Source: an optimization exercise on an open RTL-to-GDS flow (aim: small area and a short achievable clock period). Production flows keep margins and buffers that such runs may drop.
The RTL was checked by simulation tests, not by an equivalence proof against the original design.
Some runs may be left out. An edit can pass the tests and still lose a function that they never use.

## flow/design.v in outline (module list and top-level ports)
// module LMS: 7730 lines
module LMS (
    input Clk, Rst,
    input signed [15:0] x_in,
    output signed [15:0] y_out,
    output signed [15:0] w0, w1, w2, w3,
    output signed [15:0] err
);
  // ...
==> flow/run.sh <==
#!/bin/bash
# synth_recipe.tcl (not shown) runs the flow's synth.tcl, then flattens the netlist and writes it again
# the make line also repeats each setting of config.mk as NAME=value (left out here)
make -C /OpenROAD-flow-scripts/flow DESIGN_CONFIG=/design/flow/config.mk WORK_HOME=/design/flow/orfs CLKGATE_MAP_FILE= SYNTH_SCRIPT=/design/flow/synth_recipe.tcl finish
==> flow/config.mk <==
export PLATFORM = sky130hd
export DESIGN_NAME = LMS
export DESIGN_NICKNAME = LMS
export VERILOG_FILES = /design/flow/design.v
export SDC_FILE = /design/flow/constraint.sdc
export NUM_CORES = 4
export LEC_CHECK = 0
export ABC_AREA = 1
export CAP_MARGIN = 20
export CORE_MARGIN = 2
export CORE_UTILIZATION = 40
export SLEW_MARGIN = 20
==> flow/constraint.sdc <==
create_clock -name core_clock -period 22.0 [get_ports {Clk}]
set_input_delay 4.4000 -clock core_clock [delete_from_list [all_inputs] [get_ports {Clk}]]
set_output_delay 4.4000 -clock core_clock [all_outputs]
set_load 0.01 [all_outputs]
Run 1, metal 3:
(1.5 px per um)
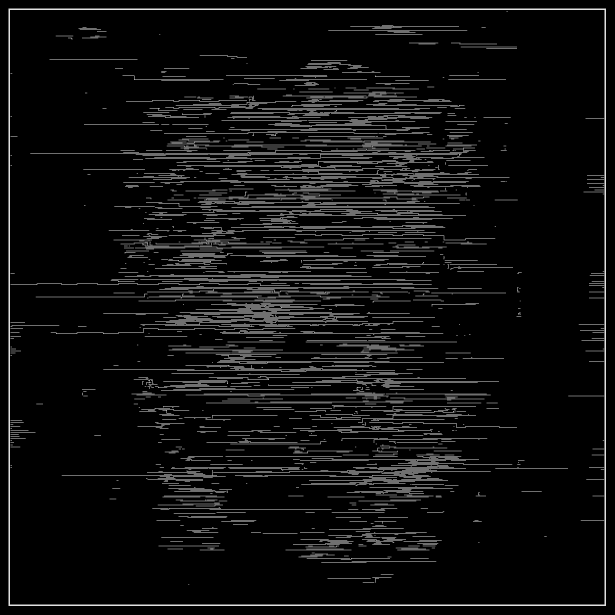
- wire length on this layer: 29.5 mm
- longest straight run: 176 um
- nets with wire on the layer: 847
- share of all routed wire: 12%
- main direction: horizontal
via count: 53,633
met3 GRT Util: 9.361%
Routed WL: 249.8 mm

Run 1, met2 routing:
(1 px per um)
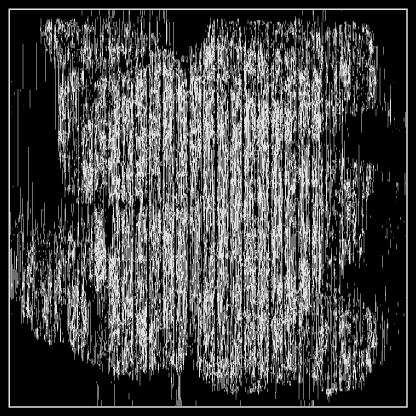
- longest straight run: 140 um
- nets with wire on the layer: 7,156
- share of all routed wire: 43%
grt met2 use: 47.03%

Run 1, metal 4:
(1 px per um)
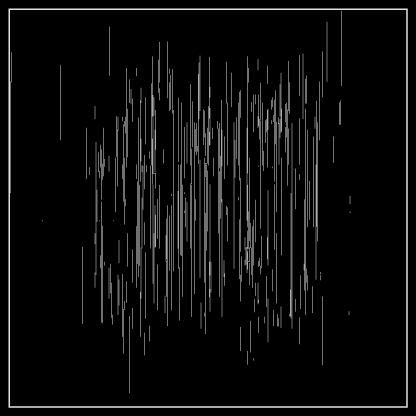
- longest straight run: 206 um
- wire length on this layer: 13,500 um
- share of all routed wire: 5.4%
- main direction: vertical
- nets with wire on the layer: 237

==> results_dict.tcl, run 1 <==
set metrics [dict create \
    clkLatencyLatePin_ns 0.56 \
    drt_pre_antenna_iters 6 \
    postRouteAntennaNets 0 \
    fillers 15242 \
    cp.buffers_inverters 12 \
    outcome "no timing/DRC/antenna violations" \
    area_growth_pct 6.435 \
    antenna_found_initial 13 \
    finalSetupViolations 0 \
    fin_nets 8665 \
    cpMostUsedCell "fa_1" \
    ys_types 60 \
    syn_area_per_cell_um2 8.435 \
    drc 0 \
    hp-class "register to register" \
    mostFrequentLayoutCells "inv_1, xor2_1, fa_1" \
    drv_cap 0 \
    max_freq_ghz 0.05213 \
    drive_gt1_share_pct 4.338 \
    layout.cells.most_common "inv_1" \
    r2r_slack_ns 2.82 \
    synth_area_leader_cell "fa_1" \
    dp_slack_ns 3.118 \
]
-- run 1: worst register-to-register path, delay by kind of cell, from the launching register on --
family / cells / cell delay, ns
and+or+nand+nor: 18 / 3.01
buffers and inverters: 12 / 2.13
adders and majority gates: 19 / 9.04
AOI/OAI and AO/OA: 14 / 2.79
DFF: 1 / 0.75
xor gates and xnor gates: 5 / 1.32
-- run 1: logic make-up (layout without fill, tap and decap cells) --
group / Yosys count / in the layout / share of synthesized area, %
XOR/XNOR: 1186 / 1186 / 16.89
adder cells (fa/ha/maj): 1514 / 1514 / 43.76
other: 0 / 3 / 0
buffers and inverters: 1963 / 1809 / 12.13
AO/OA/AOI/OAI: 1457 / 1457 / 14.32
AND/OR/NAND/NOR: 1036 / 1036 / 7.047
flip-flops: 144 / 144 / 5.852
-- run 1: through the flow --
step / area (um2) / cells
after floorplan: 61580 / 7300
after global placement: 64900 / 9145
after detailed placement: 64900 / 9145
after CTS: 65520 / 9176
after global routing: 65530 / 9176
final: 65540 / 9179
-- run 1: routing by layer --
layer	share of wire, %	wire [um]	global-route usage, %
met1	40	100100	42.42
met2	43	106700	47.03
met3	12	29480	9.361
met4	5.4	13460	14.18
met5	0.027	68	0
-- run 1: layout make-up --
type                            count  area, um2  area share (%)
Inverter                         1493       5617           8.570
Antenna cell                        3      7.507         0.01145
Clock buffer                       18      429.2          0.6548
Multi-Input combinational cell   5193      50680           77.33
Tap cell                         2030       2540           3.875
Timing Repair Buffer              285       2472           3.772
Clock inverter                     13      186.4          0.2844
Sequential cell                   144       3606           5.502
==> run 2: too many edits to list; what changed since run 1 <==
flow/design.v: 7730 -> 6253 lines; modules unchanged: 0
  LMS: edited, 7730 -> 6253 lines
==> flow/flow/run.sh (new file) <==
#!/bin/bash
set -euo pipefail
bash standard.sh SYNTH_ARGS=-noabc SETUP_SLACK_MARGIN=6 finish > standard_flow.log 2>&1
==> flow/standard.sh (new file) <==
#!/bin/bash
# synth_recipe.tcl (not shown) runs the flow's synth.tcl, then flattens the netlist and writes it again
# the make line also repeats each setting of config.mk as NAME=value (left out here)
make -C /OpenROAD-flow-scripts/flow DESIGN_CONFIG=/design/flow/config.mk WORK_HOME=/design/flow/orfs CLKGATE_MAP_FILE= SYNTH_SCRIPT=/design/flow/synth_recipe.tcl "${@:-finish}"
--- a/flow/config.mk
+++ b/flow/config.mk
@@ -10,3 +10,4 @@
 export CORE_MARGIN = 2
 export CORE_UTILIZATION = 40
+export PLACE_DENSITY = 0.7
 export SLEW_MARGIN = 20
removed: flow/run.sh
Run 2, metal 3:
(1.5 px per um)
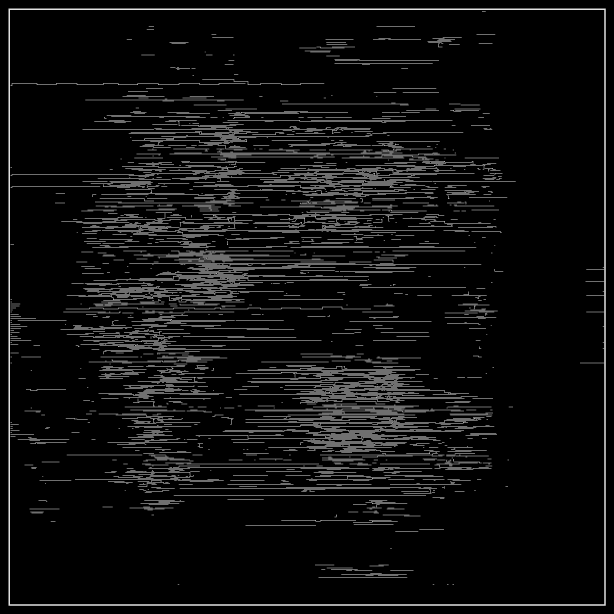
via count: 55,160
met3 GRT Util: 8.988%

==> results_dict.tcl, run 2 <==
set metrics [dict create \
    outcome "no timing/DRC/antenna violations" \
    setup-tns-final_ns 0 \
    syn_area_per_cell_um2 8.843 \
    fin_area_um2 67100 \
    crit_path_max_fanout 38 \
    seq_area_um2 4497 \
    initialDrtViolationCount 7170 \
    dpl_cell_area_um2 64280 \
    whs_ns 0.5078 \
    cts_sinks 176 \
    finalSetupViolations 0 \
    r2r_slack_ns 6.52 \
    ys_types 52 \
    drc 0 \
    postRouteAntennaNets 0 \
    area_growth_pct 9.053 \
    cts_buffers 17 \
    cp.buffers_inverters 5 \
    start_util_pct 40.41 \
    drv_cap 0 \
    drive_gt1_share_pct 8.718 \
    synthCells 6958 \
    mostFrequentLayoutCells "xor2_1, fa_1, nand2_1" \
    antenna_found_initial 7 \
    crit_slowest_cell "xor2_1" \
    synth_seq_area_share_pct 7.158 \
    layout.cells.most_common "xor2_1" \
    multi_input_area_um2 52920 \
    drt_pre_antenna_iters 7 \
    hp-class "register to register" \
    clkLatencyLatePin_ns 0.57 \
    syn_area_um2 61530 \
    slew_headroom_pct 19.74 \
    fillers 14482 \
    tritoncts "yes" \
    synth_nets 8522 \
    cpLargestDelayFamily "adder cells" \
    hold_viol 0 \
    fin_nets 8456 \
    synth_area_leader_cell "fa_1" \
    cpMostUsedCell "fa_1" \
    grt_pass1_vias 55002 \
    max_freq_ghz 0.06459 \
    gp_congestion 1.113 \
]
Run 2, metal 1:
(1 px per um)
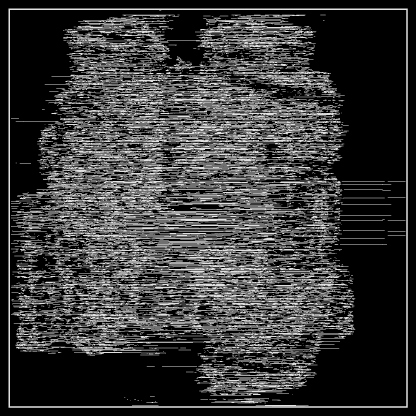
- wire length on this layer: 91.9 mm
- share of all routed wire: 37%
met1 Track Usage GR: 39.21%
Routed WL: 245.9 mm

==> run 2: what timing repair did <==
| item | CTS | global route |
|---|---|---|
| resized for setup | 69 | 217 |
| buffers inserted | 11 | 136 |
| hold endpoints to repair | 0 | 0 |
| gates cloned | 2 | 3 |
| setup endpoints to repair | 64 | 64 |
| pin swaps | 2 | 5 |
==> run 2: per-stage QoR <==
| stage | worst slack, ns | utilization [%] | std cells |
|---|---|---|---|
| 2_1_floorplan | 7.463 | - | 6958 |
| 3_3_place_gp | 4.671 | 42.22 | 8751 |
| 3_5_place_dp | 4.437 | 42.22 | 8751 |
| 4_1_cts | 6.007 | 42.79 | 8796 |
| 5_1_grt | 5.911 | 44.06 | 8935 |
| 6_report | 6.518 | 44.07 | 8939 |
==> run 2: layout make-up <==
class | count | area share, %
Multi-Input combinational cell | 5584 | 78.87
Sequential cell | 176 | 6.701
Timing Repair Buffer | 382 | 5.228
Inverter | 726 | 4.529
Tap cell | 2030 | 3.785
Clock buffer | 18 | 0.6545
Clock inverter | 14 | 0.1790
Timing Repair inverter | 5 | 0.03729
Antenna cell | 4 | 0.01492
==> run 2: cell families (layout without fill, tap and decap cells) <==
logic type      count (synthesis)  after routing  share of synthesized area, %
fa+ha+maj                    1546           1546                         44.78
flops                         176            176                         7.158
buf+inv                      1198           1145                         7.578
compound gates               1494           1494                         14.57
mux                             7              7                        0.1281
simple gates                 1354           1354                         8.943
xor+xnor                     1183           1183                         16.84
other cells                     0              4                             0
==> run 2: per-layer routing <==
metal	global-route usage, %	routed length [um]	up-vias
met5	0	120	-
met4	20.70	20560	12
met3	8.988	29320	967
met2	45.71	104000	4028
met1	39.21	91920	27271
li1	-	-	22882
==> run 2: worst register-to-register path: cells and delay by family, from the launching register on <==
kind / cells / cell delay, ns
adders and majority gates: 19 / 9.17
AOI/OAI and AO/OA: 10 / 1.84
and+or+nand+nor: 12 / 1.57
xor gates and xnor gates: 4 / 1.18
buffers and inverters: 5 / 1.03
DFF: 1 / 0.52
==> run 3: changes to the inputs <==
--- a/flow/config.mk
+++ b/flow/config.mk
@@ -9,5 +9,4 @@
 export CAP_MARGIN = 20
 export CORE_MARGIN = 2
 export CORE_UTILIZATION = 40
-export PLACE_DENSITY = 0.7
 export SLEW_MARGIN = 20
Run 3, metal 3:
(1.5 px per um)
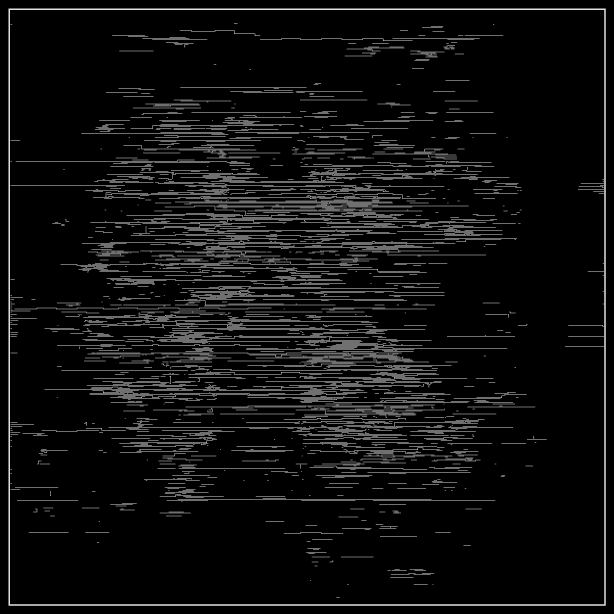
- nets with wire on the layer: 1,109
- longest straight run: 182 um
met3 GRT Util: 8.421%
via count: 54,409
Routed WL: 248.3 mm

==> results_dict.tcl, run 3 <==
set metrics [dict create \
    gp_congestion 1.113 \
    r2r_slack_ns 6.47 \
    finClkSkew_ns 0.03038 \
    start_util_pct 40.41 \
    stdcell_count 8953 \
    crit_slowest_cell "fa_1" \
    overflow 0 \
    area_growth_pct 9.425 \
    ctsRootBufferMaster "clkbuf_16" \
    synth_area_leader_cell "fa_1" \
    placed_cells 8753 \
    hpwl_mm 187.7 \
    slew_headroom_pct 29.66 \
    grt_use_total_pct 31.11 \
    cts_sinks 176 \
    synth_seq_area_share_pct 7.158 \
    initialDrtViolationCount 7096 \
    synth_nets 8522 \
    hp-class "register to register" \
    cpMostUsedCell "fa_1" \
    antenna_found_initial 3 \
    synthCells 6958 \
    drive_gt1_share_pct 8.917 \
    syn_area_um2 61530 \
    hold_viol 0 \
    outcome "no timing/DRC/antenna violations" \
    layout.cells.most_common "xor2_1" \
    drc 0 \
    fillers 14774 \
    period_needed_ns 15.53 \
    die_area_um2 157000 \
    post-synth-top-count-cell "xor2_1" \
    drv_cap 0 \
    grt_pass1_vias 54434 \
    synth_fa_ha_area_share_pct 44.78 \
    fin_util_pct 44.22 \
    setup-tns-final_ns 0 \
    synth_mux_area_share_pct 0.1281 \
    synth_xor_area_share_pct 16.84 \
    clkLatencyLatePin_ns 0.60 \
    ys_types 52 \
    synth_top_family_by_area "adder cells" \
    finalSetupViolations 0 \
    crit_path_max_fanout 36 \
    syn_area_per_cell_um2 8.843 \
    synth-simple-area-share_pct 8.943 \
    multi_input_area_um2 52930 \
    cts_buffers 17 \
    postRouteAntennaNets 0 \
    fin_nets 8470 \
    drt_pre_antenna_iters 9 \
    tritoncts "yes" \
    synth_compound_area_share_pct 14.57 \
    mostFrequentLayoutCells "xor2_1, fa_1, nand2_1" \
]
Run 3, metal 4:
(1 px per um)
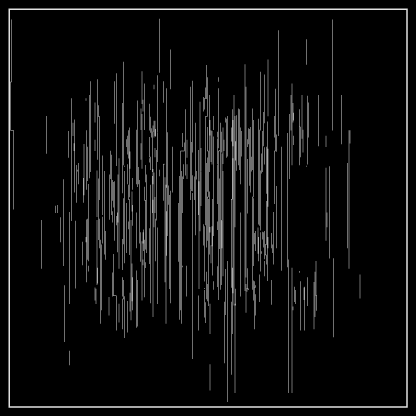
- main direction: vertical
- longest straight run: 226 um
- wire length on this layer: 16,800 um

-- run 3: cell counts after synthesis --
No cell type changed its count.
-- run 3: critical path: cells and delay by family, from the launching register on --
family	cells	cell delay, ns
AND/OR/NAND/NOR	20	2.73
AO/OA/AOI/OAI	5	0.66
adder cells (fa/ha/maj)	19	9.26
XOR/XNOR	3	0.51
flip-flops	1	0.59
buffers and inverters	10	1.63
-- run 3: area by class of cell --
type / instances / area share, %
Timing Repair inverter: 8 / 0.05946
Antenna cell: 4 / 0.01487
Tap cell: 2030 / 3.772
Timing Repair Buffer: 393 / 5.513
Multi-Input combinational cell: 5584 / 78.62
Clock buffer: 17 / 0.6318
Sequential cell: 176 / 6.667
Inverter: 726 / 4.512
Clock inverter: 15 / 0.2137
-- run 3: cell families (layout without fill, tap and decap cells) --
logic type,count (synthesis),after routing
AO/OA/AOI/OAI,1494,1494
XOR/XNOR,1183,1183
adder cells (fa/ha/maj),1546,1546
buffers and inverters,1198,1159
flip-flops,176,176
multiplexers,7,7
other,0,4
AND/OR/NAND/NOR,1354,1354
-- run 3: repair_timing --
item / 4_1_cts / 5_1_grt
buffers inserted: 21 / 133
endpoints found under the setup margin: 64 / 64
endpoints found under the hold margin: 0 / 0
pin swaps: 1 / 6
resized for setup: 83 / 205
cloned: 4 / 6
-- run 3: metrics by stage --
stage	area (um2)	setup WS, ns	hold slack, ns
floorplan	61530	7.463	0.3487
global placement	64290	4.484	0.4585
detailed placement	64290	4.495	0.4651
CTS	65320	6.005	0.4814
global route	67320	5.958	0.4828
finish	67330	6.468	0.4795
-- run 3: routing by layer --
layer  track usage [%]  vias to the layer above  wire length (um)
li1                  -                    22914                 -
met1             40.90                    27165             95820
met2             46.20                     3577            106400
met3             8.421                      741             29270
met4             17.48                       12             16760
met5                 0                        -                88
==> run 4: changes to the inputs <==
==> flow/flow/run.sh (replaced) <==
#!/bin/bash
set -euo pipefail
bash standard.sh SYNTH_ARGS=-noabc SETUP_SLACK_MARGIN=5.5 finish > standard_flow.log 2>&1
Run 4, supply voltage drop heat map:
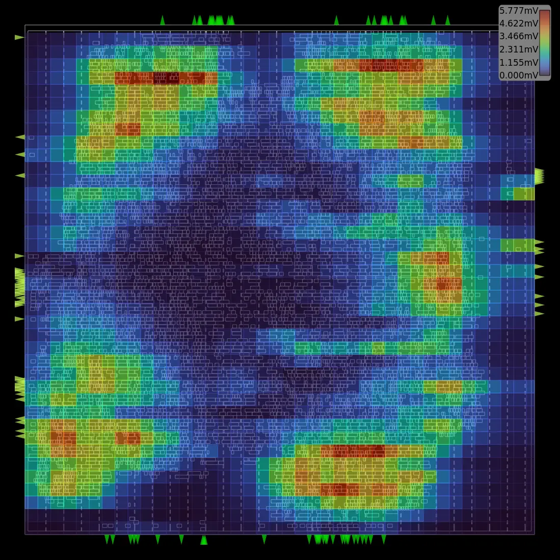

==> results_dict.tcl, run 4 <==
set metrics [dict create \
    layout.cells.most_common "xor2_1" \
    drv_cap 0 \
    r2r_slack_ns 6.07 \
    drive_gt1_share_pct 7.251 \
    antenna_found_initial 4 \
    drt-met1-wl_mm 95.99 \
    synth_compound_area_share_pct 14.57 \
    synth_nets 8522 \
    grt_use_total_pct 31.05 \
    area_growth_pct 7.833 \
    synth_xor_area_share_pct 16.84 \
    start_util_pct 40.41 \
    fin_util_pct 43.58 \
    die_area_um2 157000 \
    hold_viol 0 \
    syn_area_um2 61530 \
    synthCells 6958 \
    drc 0 \
    tritoncts "yes" \
    maxUsedRoutingLayer "met5" \
    hp-class "register to register" \
    fin_nets 8419 \
    cpLargestDelayFamily "adder cells" \
    synth-simple-area-share_pct 8.943 \
    synth_mux_area_share_pct 0.1281 \
    drt_pre_antenna_iters 8 \
    slew_headroom_pct 31.14 \
    synth_area_leader_cell "fa_1" \
    crit_path_max_fanout 36 \
    period_needed_ns 15.93 \
    synth_top_family_by_area "adder cells" \
    cp.buffers_inverters 4 \
    cpMostUsedCell "fa_1" \
    syn_area_per_cell_um2 8.843 \
    outcome "no timing/DRC/antenna violations" \
    cts_sinks 176 \
    fillers 14844 \
    crit_slowest_cell "xor2_1" \
    ctsRootBufferMaster "clkbuf_16" \
    synth_seq_area_share_pct 7.158 \
]
Run 4, met2 routing:
(1 px per um)
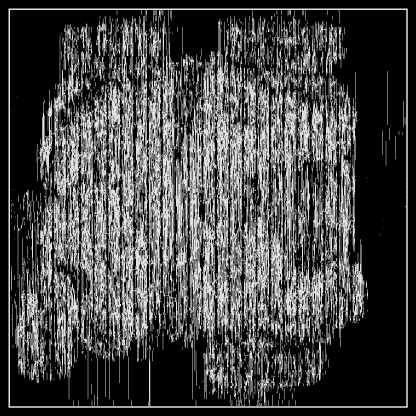
- share of all routed wire: 43%
- longest straight run: 119 um
grt met2 use: 45.73%
Routed WL: 245.4 mm
via count: 53,978

[run 4: cell counts after synthesis]
Identical to the previous run, type by type.
[run 4: layout make-up]
| type | count | share of cell area [%] |
|---|---|---|
| clock inverters | 15 | 0.2169 |
| diodes | 8 | 0.03017 |
| flip-flops and latches | 176 | 6.738 |
| multi-input cells | 5584 | 79.42 |
| clock buffers | 17 | 0.6411 |
| inverters | 726 | 4.439 |
| repair inverters | 6 | 0.04526 |
| repair buffers | 344 | 4.641 |
| well taps | 2030 | 3.828 |
[run 4: timing repair]
item	CTS	global route
setup buffers	1	105
endpoints found under the hold margin	0	0
hold buffers	0	0
endpoints found under the setup margin	62	64
pin swaps	0	3
gates resized for setup	35	122
cloned	3	3
[run 4: cell families (layout without fill, tap and decap cells)]
logic type / Yosys count / count (layout)
and+or+nand+nor: 1354 / 1354
buffers and inverters: 1198 / 1108
adders and majority gates: 1546 / 1546
muxes: 7 / 7
AOI/OAI and AO/OA: 1494 / 1494
other: 0 / 8
xor gates and xnor gates: 1183 / 1183
DFF: 176 / 176
[run 4: layer usage]
metal  GRT usage (%)  vias to the layer above
met1           41.03                    26948
met2           45.73                     3463
met3           8.273                      744
met5               0                        -
li1                -                    22819
met4           17.94                        4
[run 4: metrics by stage]
step | cells | hold WS, ns | setup WS, ns | instance area, um2
after floorplan | 6958 | 0.3487 | 7.463 | 61530
after global placement | 8753 | 0.4585 | 4.484 | 64290
after detailed placement | 8753 | 0.4651 | 4.495 | 64290
after CTS | 8789 | 0.4814 | 5.502 | 65010
after global routing | 8898 | 0.4948 | 5.459 | 66330
final | 8906 | 0.4839 | 6.067 | 66350
==> run 5: changes to the inputs <==
==> flow/run.sh (new file) <==
#!/bin/bash
# synth_recipe.tcl (not shown) runs the flow's synth.tcl, then flattens the netlist and writes it again
# the make line also repeats each setting of config.mk as NAME=value (left out here)
make -C /OpenROAD-flow-scripts/flow DESIGN_CONFIG=/design/flow/config.mk WORK_HOME=/design/flow/orfs CLKGATE_MAP_FILE= SYNTH_SCRIPT=/design/flow/synth_recipe.tcl finish
--- a/flow/config.mk
+++ b/flow/config.mk
@@ -9,4 +9,5 @@
 export CAP_MARGIN = 20
 export CORE_MARGIN = 2
 export CORE_UTILIZATION = 40
+export SETUP_SLACK_MARGIN = 5
 export SLEW_MARGIN = 20
removed: flow/flow/run.sh
removed: flow/standard.sh
Run 5, met2 routing:
(1 px per um)
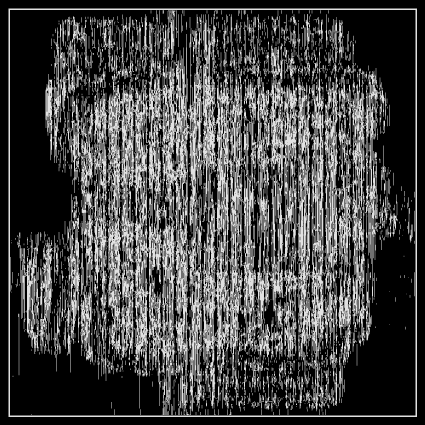
- nets with wire on the layer: 7,662
- main direction: vertical
- share of all routed wire: 41%
- longest straight run: 118 um
Routed WL: 267.2 mm
via count: 57,852

==> results_dict.tcl, run 5 <==
set metrics [dict create \
    crit_slowest_cell "fa_1" \
    synth_area_leader_cell "fa_1" \
    synth_seq_area_share_pct 6.834 \
    grt_use_total_pct 32.21 \
    hp-class "register to register" \
    area_growth_pct 7.694 \
    hold_viol 0 \
    fin_util_pct 43.32 \
    drt_pre_antenna_iters 7 \
    die_area_um2 164300 \
    syn_area_um2 64440 \
    slew_headroom_pct 36.35 \
    ctsRootBufferMaster "clkbuf_16" \
    tritoncts "yes" \
    cts_hold_buf 0 \
    outcome "no timing/DRC/antenna violations" \
    cpLargestDelayFamily "adder cells" \
    period_needed_ns 16.47 \
    synthCells 7804 \
    drc 0 \
    cts_sinks 176 \
    drv_cap 0 \
    start_util_pct 40.23 \
    fin_nets 9219 \
    synth_nets 9344 \
    cp.buffers_inverters 8 \
    antenna_found_initial 14 \
    drive_gt1_share_pct 5.967 \
    r2r_slack_ns 5.53 \
    cpMostUsedCell "fa_1" \
    syn_area_per_cell_um2 8.258 \
]
Run 5, metal 1:
(1 px per um)
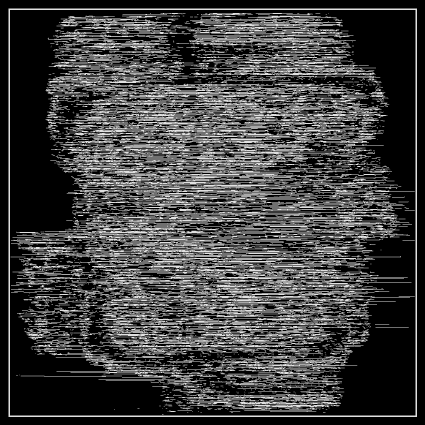
- longest straight run: 150 um
- share of all routed wire: 41%
- nets with wire on the layer: 8,630
- wire length on this layer: 109 mm
met1 Track Usage GR: 44.22%

## run 5: changes by cell type after synthesis, moves of 23 or more
cell,change
buf_1,+57
xor2_1,-82
nor2_1,+24
o211ai_1,+63
nand3_1,+61
nand2_1,+84
clkbuf_1,-40
inv_1,+651
o21ai_2,-23
## run 5: logic make-up (layout without fill, tap and decap cells)
group	after synthesis	after routing	share of synthesized area, %
simple gates	1525	1529	9.710
xor+xnor	1113	1113	15.14
buf+inv	1882	1766	11.19
mux	7	7	0.1223
fa+ha+maj	1522	1522	42.23
compound gates	1579	1579	14.78
flops	176	176	6.834
other cells	0	5	0
## run 5: layer usage
layer	global-route usage [%]	share of wire, %	vias to the layer above
met2	45.90	41	3555
met5	0	0.079	-
met3	10.82	13	677
met4	13.83	5.2	22
li1	-	-	24853
met1	44.22	41	28745
## run 5: cell type report
class,instances,area (um2)
diodes,5,12.51
clock buffers,19,442.9
clock inverters,13,171.4
fillers,16020,90800
inverters,1385,5438
multi-input cells,5750,53150
flip-flops and latches,176,4419
well taps,2160,2703
repair buffers,347,3057
repair inverters,2,10.01
## run 5: repair_timing
action / 4_1_cts / 5_1_grt
gates resized for setup: 13 / 149
setup buffers: 0 / 78
setup endpoints to repair: 32 / 60
cloned: 0 / 6
pin swaps: 0 / 8
## run 5: through the flow
step	hold WS (ns)	cell area [um2]	worst slack, ns	cells
finish	0.4597	69400	5.534	9857
global placement	0.4208	67500	4.550	9736
detailed placement	0.4340	67500	4.481	9736
CTS	0.4547	68160	4.997	9768
global route	0.4835	69390	4.944	9852
floorplan	0.3487	64440	6.969	7804
==> run 6: changes to the inputs <==
==> flow/flow/run.sh (new file) <==
#!/bin/bash
set -euo pipefail
bash standard.sh SYNTH_ARGS=-noabc SETUP_SLACK_MARGIN=7 finish > standard_flow.log 2>&1
==> flow/standard.sh (new file) <==
#!/bin/bash
# synth_recipe.tcl (not shown) runs the flow's synth.tcl, then flattens the netlist and writes it again
# the make line also repeats each setting of config.mk as NAME=value (left out here)
make -C /OpenROAD-flow-scripts/flow DESIGN_CONFIG=/design/flow/config.mk WORK_HOME=/design/flow/orfs CLKGATE_MAP_FILE= SYNTH_SCRIPT=/design/flow/synth_recipe.tcl "${@:-finish}"
--- a/flow/config.mk
+++ b/flow/config.mk
@@ -9,5 +9,5 @@
 export CAP_MARGIN = 20
 export CORE_MARGIN = 2
 export CORE_UTILIZATION = 40
-export SETUP_SLACK_MARGIN = 5
 export SLEW_MARGIN = 20
+export TNS_END_PERCENT = 5
removed: flow/run.sh
Run 6, supply voltage drop heat map:
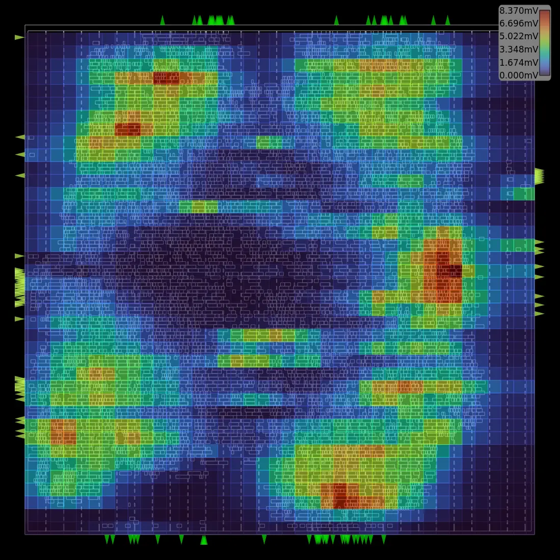

==> results_dict.tcl, run 6 <==
set metrics [dict create \
    seq_area_um2 4549 \
    max_freq_ghz 0.06732 \
    overflow 0 \
    critPathArrivalTime_ns 15.32 \
    cpMostUsedCell "fa_1" \
    yosys-top-cells-count "xor2_1, fa_1, nand2_1, o22ai_1, inv_1" \
    drc 0 \
    synthCells 6958 \
    fin_util_pct 46.77 \
    period_needed_ns 14.85 \
    core_um2 152300 \
    io_pins 114 \
    crit_path_max_fanout 14 \
    synth_top_area_share_pct 35.59 \
    drt_pre_antenna_iters 7 \
    gp_congestion 1.113 \
    syn_area_um2 61530 \
    synth_nets 8522 \
    antenna_found_initial 8 \
    hold_viol 0 \
    grt_use_total_pct 31.94 \
    start_util_pct 40.41 \
    synth_area_leader_cell "fa_1" \
    fin_nets 8654 \
    synth.yosys.warnings 1 \
    finalSetupViolations 0 \
    wl_per_cell_um 28.37 \
    tritoncts "yes" \
    crit_slowest_cell "fa_2" \
    area_growth_pct 15.73 \
    crit_path_max_incr_delay_ns 0.65 \
    hp-class "register to register" \
    synth_seq_area_share_pct 7.158 \
    die_area_um2 157000 \
    drive_gt1_share_pct 15.28 \
    mostFrequentLayoutCells "xor2_1, fa_1, nand2_1" \
    multi_input_area_um2 54360 \
    slew_headroom_pct 23.18 \
    drv_cap 0 \
    syn_area_per_cell_um2 8.843 \
    slew_violations 0 \
    outcome "no timing/DRC/antenna violations" \
    ctsRootBufferMaster "clkbuf_16" \
    layout.cells.most_common "xor2_1" \
    r2r_slack_ns 7.15 \
    cts_sinks 176 \
    fillers 14405 \
]
Run 6, met2 routing:
(1 px per um)
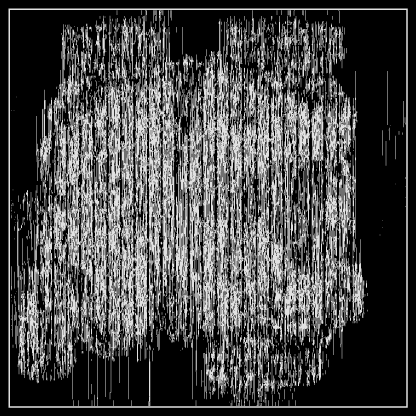
Routed WL: 259.3 mm
grt met2 use: 46.77%
via count: 55,962

==> run 6: cell count changes after synthesis, moves of 11 or more <==
cell / change
ha_1: +18
clkbuf_1: +40
nand2_1: -84
buf_2: -14
a21oi_1: -19
xor2_1: +82
nor2_1: -24
buf_1: -57
xnor2_1: -11
o22ai_1: -22
o21ai_2: +23
o211ai_1: -63
inv_1: -651
nand3_1: -61
==> run 6: area by class of cell <==
class / instances / area share [%]
Clock buffer: 17 / 0.5974
Timing Repair Buffer: 576 / 8.361
Multi-Input combinational cell: 5586 / 76.33
Sequential cell: 176 / 6.388
Inverter: 726 / 4.487
Antenna cell: 5 / 0.01757
Tap cell: 2030 / 3.567
Timing Repair inverter: 7 / 0.04920
Clock inverter: 15 / 0.2021
==> run 6: metrics by stage <==
step / worst slack [ns] / instance area (um2) / std cells / hold WS (ns)
6_report: 7.145 / 71210 / 9138 / 0.4828
5_1_grt: 6.675 / 71200 / 9133 / 0.4843
4_1_cts: 7.004 / 67800 / 8970 / 0.4814
3_5_place_dp: 4.495 / 64290 / 8753 / 0.4651
3_3_place_gp: 4.484 / 64290 / 8753 / 0.4585
2_1_floorplan: 7.463 / 61530 / 6958 / 0.3487
==> run 6: logic make-up (layout without fill, tap and decap cells) <==
family	Yosys count	in the layout	share of synthesized area, %
buf+inv	1198	1341	7.578
compound gates	1494	1494	14.57
flops	176	176	7.158
simple gates	1354	1356	8.943
other cells	0	5	0
xor+xnor	1183	1183	16.84
mux	7	7	0.1281
fa+ha+maj	1546	1546	44.78
==> run 6: timing repair <==
action / 4_1_cts / 5_1_grt
hold buffers: 0 / 0
setup buffers: 174 / 154
cloned: 11 / 9
gates resized for setup: 329 / 434
endpoints found under the setup margin: 67 / 64
pin swaps: 13 / 91
==> run 6: per-layer routing <==
metal / GRT usage [%] / wire [um]
met1: 41.23 / 97200
met2: 46.77 / 108700
met3: 9.991 / 33270
met4: 19.16 / 19950
met5: 0 / 84
==> run 6: worst max-delay path, delay by kind of cell (launching register included) <==
kind                       cells  cell delay (ns)
adders and majority gates     19             9.11
DFF                            1             0.56
buffers and inverters         10             1.19
xor gates and xnor gates       3             0.53
AOI/OAI and AO/OA              6             1.24
and+or+nand+nor               18             2.10

## Gallery

Metal 4.
(1 px per um)
shot_01.png
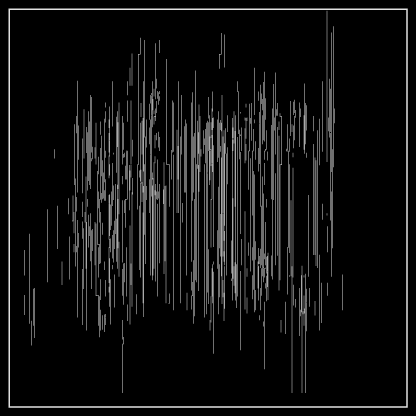
shot_02.png
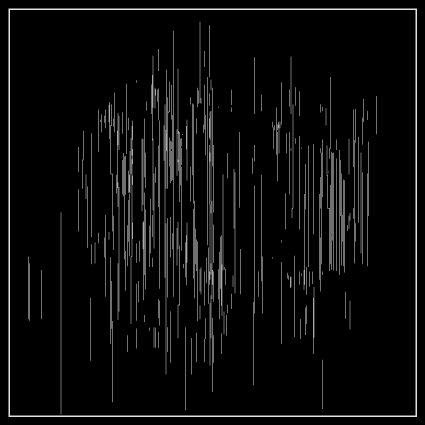
| from | picture |
|---|---|
| run 2 | shot_01.png |
| run 5 | shot_02.png |

Key to shot_02.png:
- share of all routed wire: 5.2%
- longest straight run: 202 um
- wire length on this layer: 13,800 um

==> what the ideal ports hide <==
The results above use ideal ports. As a check the final layouts listed here were re-extracted and re-timed, cells and wires unchanged. Step 1: set_driving_cell puts a clkbuf_16 on Clk and a buf_2 on each other input, an assumption about the parent block. Step 2 times the ports against the registers' clock, not the clock port: input delays grow and output delays shrink by t, the midpoint of the rising clock arrivals with the driver on. Three values: no drivers, after step 1, after step 2; two values: the first two.
run | t (ns) | setup slack, ns | clock arrival spread, ns
run 1 | 0.615 | 2.818 / 2.818 / 2.818 | 0.033 / 0.033
run 2 | 0.631 | 6.518 / 6.518 / 6.518 | 0.030 / 0.030
run 3 | 0.665 | 6.468 / 6.468 / 6.468 | 0.031 / 0.030
run 4 | 0.662 | 6.067 / 6.067 / 6.067 | 0.032 / 0.032
run 5 | 0.668 | 5.534 / 5.534 / 5.534 | 0.030 / 0.030
run 6 | 0.667 | 7.145 / 7.145 / 7.145 | 0.031 / 0.031
After both steps setup and hold are still met in every run listed.
